Context: an optimization exercise on an open-source flow, tuned for small area. The choices shown serve that exercise and are no tape-out recipe.
In this exercise RTL edits were held to simulation tests only and were not proved equivalent to the original.

### config.mk
export PLATFORM = sky130hd
export DESIGN_NAME = adc_3008
export DESIGN_NICKNAME = adc_3008
export VERILOG_FILES = /design/flow/design.v
export SDC_FILE = /design/flow/constraint.sdc
export NUM_CORES = 4
export LEC_CHECK = 0
export CAP_MARGIN = 20
export CORE_MARGIN = 2
export CORE_UTILIZATION = 40
export SLEW_MARGIN = 20
### design.v
module seven_seg(en,in,seg);
input [3:0] in;
input en;
output [7:0] seg;
reg [7:0] seg;
always@(en or in)
begin
 if (!en) seg=8'b11111111;
 else case(in)
 4'd0: seg=8'b11000000;
 4'd1: seg=8'b11111001;
 4'd2: seg=8'b10100100;
 4'd3: seg=8'b10110000;
 4'd4: seg=8'b10011001;
 4'd5: seg=8'b10010010;
 4'd6: seg=8'b10000010;
 4'd7: seg=8'b11011000;
 4'd8: seg=8'b10000000;
 4'd9: seg=8'b10010000;
 default: seg=8'b11111111;
 endcase
 end
 endmodule 
module seven_seg_dot (en,in,seg);
input [3:0] in;
input en;
output [7:0] seg;
reg [7:0] seg;
always@(en or in)
begin
 if (!en) seg=8'b11111111;
 else case(in)
 4'd0: seg=8'b01000000;
 4'd1: seg=8'b01111001;
 4'd2: seg=8'b00100100;
 4'd3: seg=8'b00110000;
 4'd4: seg=8'b00011001;
 4'd5: seg=8'b00010010;
 4'd6: seg=8'b00000010;
 4'd7: seg=8'b01011000;
 4'd8: seg=8'b00000000;
 4'd9: seg=8'b00010000;
 default: seg=8'b11111111;
 endcase
 end
 endmodule 
module bcd_8421 (clk, rst, data, unit, ten, hun, thou, ten_thou, hun_thou);
input clk, rst;
input [19:0] data;
output [3:0] unit, ten, hun, thou, ten_thou, hun_thou;
reg [5:0]  cnt_shift;
reg [43:0] data_shift;  
reg        shift_sig;
reg [3:0]  unit, ten, hun, thou, ten_thou, hun_thou;
always@(posedge clk or posedge rst)
if (rst)
cnt_shift <= 5'd0;
else if (cnt_shift == 5'd21 && shift_sig == 1'b0)
cnt_shift <= 5'd0;
else if (shift_sig == 1'b0)
cnt_shift <= cnt_shift +1'b1;
else 
cnt_shift <= cnt_shift;
always@(posedge clk or posedge rst)
if (rst)
data_shift <= 44'b0;
else if (cnt_shift == 5'd0 && shift_sig == 1'b0)
data_shift <= {24'd0, data};
else if ((cnt_shift <= 5'd20) && (shift_sig == 1'b1))
begin
data_shift[23:20] <= (data_shift[23:20] > 4'b0100)?(data_shift[23:20] + 4'b0011):(data_shift[23:20]);
data_shift[27:24] <= (data_shift[27:24] > 4'b0100)?(data_shift[27:24] + 4'b0011):(data_shift[27:24]);
data_shift[31:28] <= (data_shift[31:28] > 4'b0100)?(data_shift[31:28] + 4'b0011):(data_shift[31:28]);
data_shift[35:32] <= (data_shift[35:32] > 4'b0100)?(data_shift[35:32] + 4'b0011):(data_shift[35:32]);
data_shift[39:36] <= (data_shift[39:36] > 4'b0100)?(data_shift[39:36] + 4'b0011):(data_shift[39:36]);
data_shift[43:40] <= (data_shift[43:40] > 4'b0100)?(data_shift[43:40] + 4'b0011):(data_shift[43:40]);
end
else if ((cnt_shift <= 5'd20) && (shift_sig == 1'b0))
data_shift <= data_shift << 1;
else 
data_shift <= data_shift;
always@(posedge clk or posedge rst)
if(rst == 1'b1)
shift_sig <= 1'b1;
else 
shift_sig <= ~shift_sig;
always@(posedge clk or posedge rst)
if(rst)
begin
unit <= 4'd0;
ten  <= 4'd0;
hun  <= 4'd0;
thou <= 4'd0;
ten_thou <= 4'd0;
hun_thou <= 4'd0;
end
else if (cnt_shift == 5'd21)
begin
 unit  <= data_shift[23:20];
 ten   <= data_shift[27:24];
 hun   <= data_shift[31:28];
 thou  <= data_shift[35:32];
 ten_thou <= data_shift[39:36];
 hun_thou <= data_shift[43:40];
 end
 endmodule
module adc_3008(clk, rst, cs, mosi, sck, miso, start, seg0, seg1, seg2, seg3, seg4, seg5); 
input clk, rst;
input miso;
input start;
output reg cs;
output reg mosi, sck;
output [7:0] seg0, seg1, seg2, seg3, seg4, seg5;
reg [2:0] state;     
reg [7:0] cnt_clk;   
reg [4:0] cnt_sck;   
reg [3:0] cnt_bit;   
reg [2:0] cnt_byte; 
reg rd_sig;          
reg [10:0] data_reg; 
reg [9:0] data_out;  
reg send_data_sig;   
reg [31:0] cnt;      
reg start_sig;       
wire [3:0] unit;
wire [3:0] ten; 
wire [3:0] hun; 
wire [3:0] thou; 
wire [3:0] ten_thou;
wire [3:0] hun_thou;
wire [19:0] data_bcd;
wire [19:0] data_bcd_vol;
assign data_bcd = {10'b0, data_out};
assign data_bcd_vol = (data_bcd*20'd479)/20'd1023;
parameter [2:0] INTIAL = 3'd0,
                WAIT_START = 3'd1,
                WRITE = 3'd2,
		READ = 3'd3,
		WAIT_END = 3'd4,
		END = 3'd5;
parameter WR_IN = 11'b000001_10010;
parameter cnt_clk_max = 8'd219;
parameter cnt_max = 32'd1_999;
always@(posedge clk or posedge rst)
if (rst)
cnt <= 32'd0;
else if (cnt == cnt_max)
cnt <= 32'd0;
else if (start == 1'b1)
cnt <= cnt + 1'b1;
always@(posedge clk or posedge rst)
if (rst)
start_sig <= 1'b0;
else if (start == 1'b1 && cnt == cnt_max)  
start_sig <= 1'b1;
else 
start_sig <= 1'b0;
always@(posedge clk or posedge rst)
if (rst)
state <= INTIAL;
else 
case(state)
INTIAL: if (start_sig == 1'b1)
        state <= WAIT_START;
		  else 
		  state <= INTIAL;
WAIT_START: if (cnt_byte == 3'd0 && cnt_clk == cnt_clk_max)
            state <= WRITE;
            else 
            state <= WAIT_START;			
WRITE: if (cnt_byte == 3'd1 && cnt_clk == cnt_clk_max)
       state <= READ;
	   else 
	   state <= WRITE;
READ: if (cnt_byte == 3'd2 && cnt_clk == cnt_clk_max)
      state <= WAIT_END;
      else 
      state <= READ;	  
WAIT_END: if (cnt_byte == 3'd3 && cnt_clk == cnt_clk_max)
          state <= END;
		    else 
		    state <= WAIT_END;
END: if (cnt_byte == 3'd4 && cnt_clk == cnt_clk_max)
     state <= INTIAL;
     else 
     state <= END;
default: state <= INTIAL;
endcase
always@(posedge clk or posedge rst)
if (rst)
cnt_clk <= 8'd0;
else if (state == INTIAL)
cnt_clk <= 8'd0;
else if (cnt_clk == cnt_clk_max) 
cnt_clk <= 8'd0;
else if (state != INTIAL)
cnt_clk <= cnt_clk + 1'b1;
always@(posedge clk or posedge rst)
if (rst)
cnt_byte <= 3'd0;
else if (cnt_byte == 3'd4 && cnt_clk == cnt_clk_max)
cnt_byte <= 3'd0;
else if (cnt_clk == cnt_clk_max)
cnt_byte <= cnt_byte + 1'b1;
always@(posedge clk or posedge rst)
if (rst)
cnt_sck <= 5'd0;
else if (state == WRITE && cnt_byte == 3'd1 && cnt_sck == 5'd19)
cnt_sck <= 5'd0;
else if (state ==READ && cnt_byte == 3'd2 && cnt_sck == 5'd19)
cnt_sck <= 5'd0;
else if (state == WRITE && cnt_byte == 3'd1)
cnt_sck <= cnt_sck + 1'b1;
else if (state ==READ && cnt_byte == 3'd2)
cnt_sck <= cnt_sck + 1'b1;
else 
cnt_sck <= 1'b0;
always@(posedge clk or posedge rst)
if (rst)
sck <= 1'b0;
else if (cnt_sck == 5'd0 && cnt_byte == 3'd3)
sck <= 1'b0;
else if (cnt_sck == 5'd0 && cnt_byte == 3'd1 && cnt_bit >= 4'd5)
sck <= 1'b0;
else if (cnt_sck == 5'd10 && cnt_byte == 3'd1 && cnt_bit >= 4'd5)
sck <= 1'b1;
else if (cnt_sck == 5'd0 && cnt_byte == 3'd2)
sck <= 1'b0;
else if (cnt_sck == 5'd10 && cnt_byte == 3'd2)
sck <= 1'b1;
else 
sck <= sck;
always@(posedge clk or posedge rst)
if (rst)
cnt_bit <= 4'd0;
else if (cnt_bit == 4'd10 && cnt_sck == 5'd10)
cnt_bit <= 4'd0;
else if (cnt_sck == 5'd10)
cnt_bit <= cnt_bit + 1'b1;
always@(posedge clk or posedge rst)
if (rst)
cs <= 1'b1;
else if (start_sig == 1'b1)
cs <= 1'b0;
else if (cnt_byte == 3'd3 && cnt_clk == cnt_clk_max && state == WAIT_END)
cs <= 1'b1;
always@(posedge clk or posedge rst)
if (rst)
mosi <= 1'b0;
else if (state == WRITE && cnt_byte == 4'd1 && cnt_sck == 5'd0)
mosi <= WR_IN[10-cnt_bit];
else if (state != WRITE)
mosi <= 1'b0;
always@(posedge clk or posedge rst)
if (rst)
rd_sig <= 1'b0;
else if (state == READ && cnt_byte == 4'd2 && cnt_sck == 5'd9)
rd_sig <= 1'b1;
else 
rd_sig <= 1'b0;
always@(posedge clk or posedge rst)
if (rst)
data_reg <= 11'd0;
else if (rd_sig == 1'b1)
data_reg <= {data_reg[9:0], miso};
always@(posedge clk or posedge rst)
if (rst)
send_data_sig <= 1'b0;
else if (cnt_byte == 4'd2 && cnt_clk == cnt_clk_max)
send_data_sig <= 1'b1;
else 
send_data_sig <= 1'b0;
always@(posedge clk or posedge rst)
if (rst)
data_out <= 10'd0;
else if (send_data_sig == 1'b1)
data_out <= data_reg[9:0];
else 
data_out <= data_out;
bcd_8421 bcd_8421_inst(
.clk(clk), 
.rst(rst), 
.data(data_bcd_vol), 
.unit(unit), 
.ten(ten), 
.hun(hun), 
.thou(thou), 
.ten_thou(ten_thou), 
.hun_thou(hun_thou)
);
seven_seg s0(
.en(1'b1),
.in(unit), 
.seg(seg0));
seven_seg s1(
.en(1'b1),
.in(ten), 
.seg(seg1));
seven_seg_dot s2(
.en(1'b1),
.in(hun), 
.seg(seg2));
seven_seg s3(
.en(1'b1),
.in(thou), 
.seg(seg3));
seven_seg s4(
.en(1'b1),
.in(ten_thou), 
.seg(seg4));
seven_seg s5(
.en(1'b1),
.in(hun_thou), 
.seg(seg5));
endmodule
### run.sh
#!/bin/bash
# synth_recipe.tcl (not shown) runs the flow's synth.tcl, then flattens the netlist and writes it again
# the make line also repeats each setting of config.mk as NAME=value (left out here)
make -C /OpenROAD-flow-scripts/flow DESIGN_CONFIG=/design/flow/config.mk WORK_HOME=/design/flow/orfs CLKGATE_MAP_FILE= SYNTH_SCRIPT=/design/flow/synth_recipe.tcl finish
### constraint.sdc
create_clock -name core_clock -period 20.0 [get_ports {clk}]
set_input_delay 4.0000 -clock core_clock [delete_from_list [all_inputs] [get_ports {clk}]]
set_output_delay 4.0000 -clock core_clock [all_outputs]
set_load 0.01 [all_outputs]
==> images/power_grid.png <==
The bar under the picture is 50 um long. Pins as bars on the die edge.
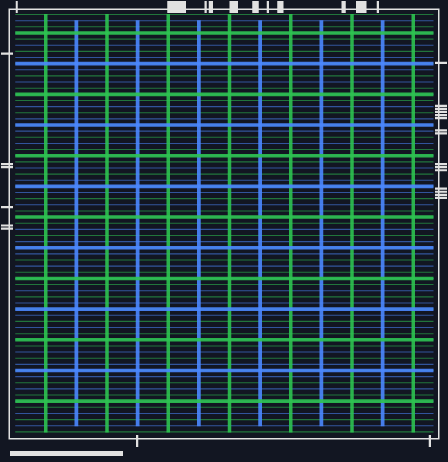
Green is VSS. Blue is VDD.
55 signal pins sit on the boundary. 69 met1 rails follow the rows. The core has 68 rows. 13 straps on met4. 13 straps on met5.
core area: 0.0343 mm2
die height: 190 um
Peak VDD IR: 0.0000417 V

==> images/wires.png <==
Only two layers are drawn.
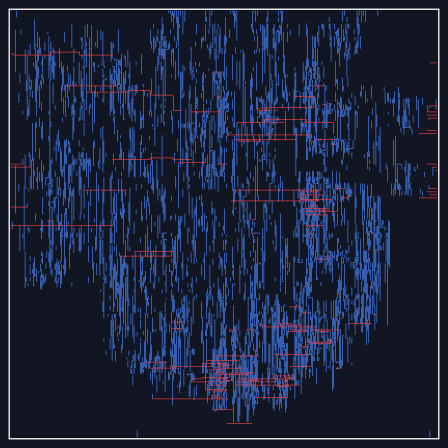
Red is metal 3, wire length 1260 um. Blue is metal 2, wire length 14900 um.
GR Util All Layers: 0.179
detailed-route wire length: 31600 um
via count: 11700
WL/cell: 15.1 um

==> images/placement_by_type.png <==
Fill, decap, tap and diode cells in gray.
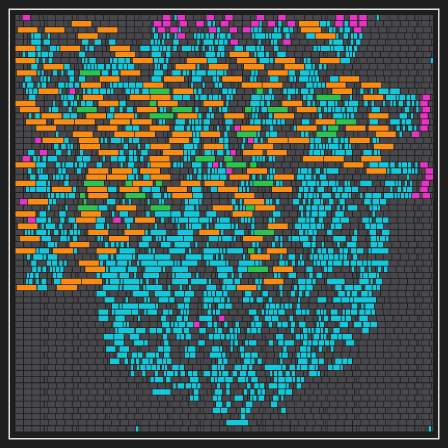
Cyan is combinational and other logic, cells 1389. Green is clock drivers and dummy loads, cells 32. Magenta is remaining buffers and delay cells, cells 58. Orange is sequential cells, cells 156.

==> images/routing.png <==
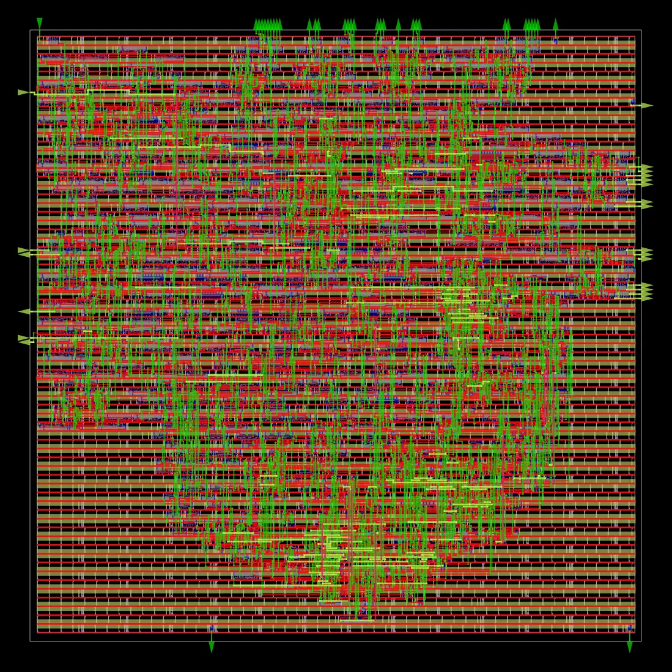
DR top layer: met4
DRT met1 WL: 15100 um
met2 wire len: 14900 um
met3 wire len: 1260 um

==> images/placement.png <==
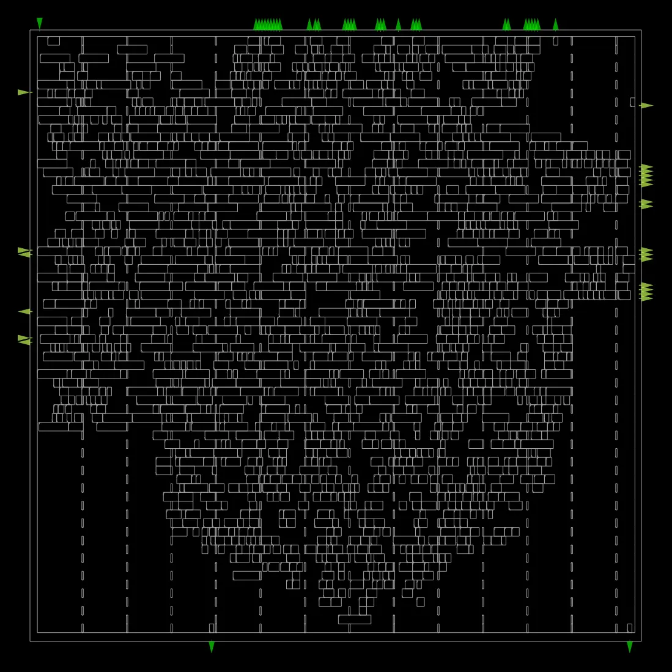
Fill cells: 3365
Layout Utilization: 0.442
fraction of area in registers: 0.258

==> results.sh <==
export IMPL_finalSetupTns_ns=0
export IMPL_path_max_fanout=13
export IMPL_synthCells=1615
export IMPL_r2r_start="data_out[7]"
export IMPL_fin_cells=2090
export IMPL_netlist_top_cells_area="dfrtp_1, ha_1, fa_1"
export IMPL_buffers_excl_clock=58
export IMPL_cts_tree="yes"
export IMPL_die_width_um=190
export IMPL_synth_top_family_by_area="compound AO/OA/AOI/OAI gates"
export IMPL_drtAntennaViolNets=0
export IMPL_multi_input_comb_cells=1258
export IMPL_grt_max_degree=86
export IMPL_clock_power_mw=0.328
export IMPL_antenna_found_initial=0
export IMPL_synth_top_area_cell="dfrtp_1"
export IMPL_synthesis_area_mm2=0.0138
export IMPL_met2_usage=0.297
export IMPL_diodes=0
export IMPL_cp_arrival_ns=12.64
export IMPL_mostFrequentLayoutCell="dfrtp_1"
export IMPL_placed_area_mm2=0.0146
export IMPL_cts_root_buf="clkbuf_16"
export IMPL_fin_nets=1768
export IMPL_multi_input_area_share=0.596
export IMPL_ff2ff_path_depth=41
export IMPL_pin_count=55
export IMPL_fin_area_mm2=0.0152
export IMPL_power_density_mw_per_mm2=44.9
export IMPL_fin_worst_skew_ns=0.0152
export IMPL_status="finished clean"
export IMPL_path_delay_family="compound AO/OA/AOI/OAI gates"
export IMPL_path_buf_inv=5
export IMPL_drt_first_pass_iters=5
export IMPL_worst_slack_ns=7.71
export IMPL_r2r_setup_slack_ns=7.71
export IMPL_period_share=0.615
export IMPL_hp_start="start_sig"
export IMPL_required_ns=20.34

[re-timing with driven ports]
No port has a modelled driver above. Below, the same layout with a new extraction and two added sets of constraints. Step 1 (the two cells are an assumption about what drives the block):
set clk [get_ports {clk}]
set_driving_cell -lib_cell sky130_fd_sc_hd__clkbuf_16 $clk
set_driving_cell -lib_cell sky130_fd_sc_hd__buf_2 [delete_from_list [all_inputs] $clk]
Step 2 adds t to the input delays and takes it off the output delays; t is the mean of the earliest and latest rising clock arrival at the registers after step 1. Input paths then give back, and output paths get back, about the clock's delay inside the block. Three values: no drivers, after step 1, after step 2; two values: the first two.
t (ns): 0.469
setup slack, ns: 7.706 / 7.706 / 7.706
hold slack, ns: 0.388 / 0.388 / 0.388
latest minus earliest clock arrival (ns): 0.016 / 0.015
slew at the worst register clock pin (ns): 0.07 / 0.07
After both steps this run still meets setup and hold. For this run, drivers alone change the setup slack by 0.000 ns; drivers and shift together by 0.000 ns.
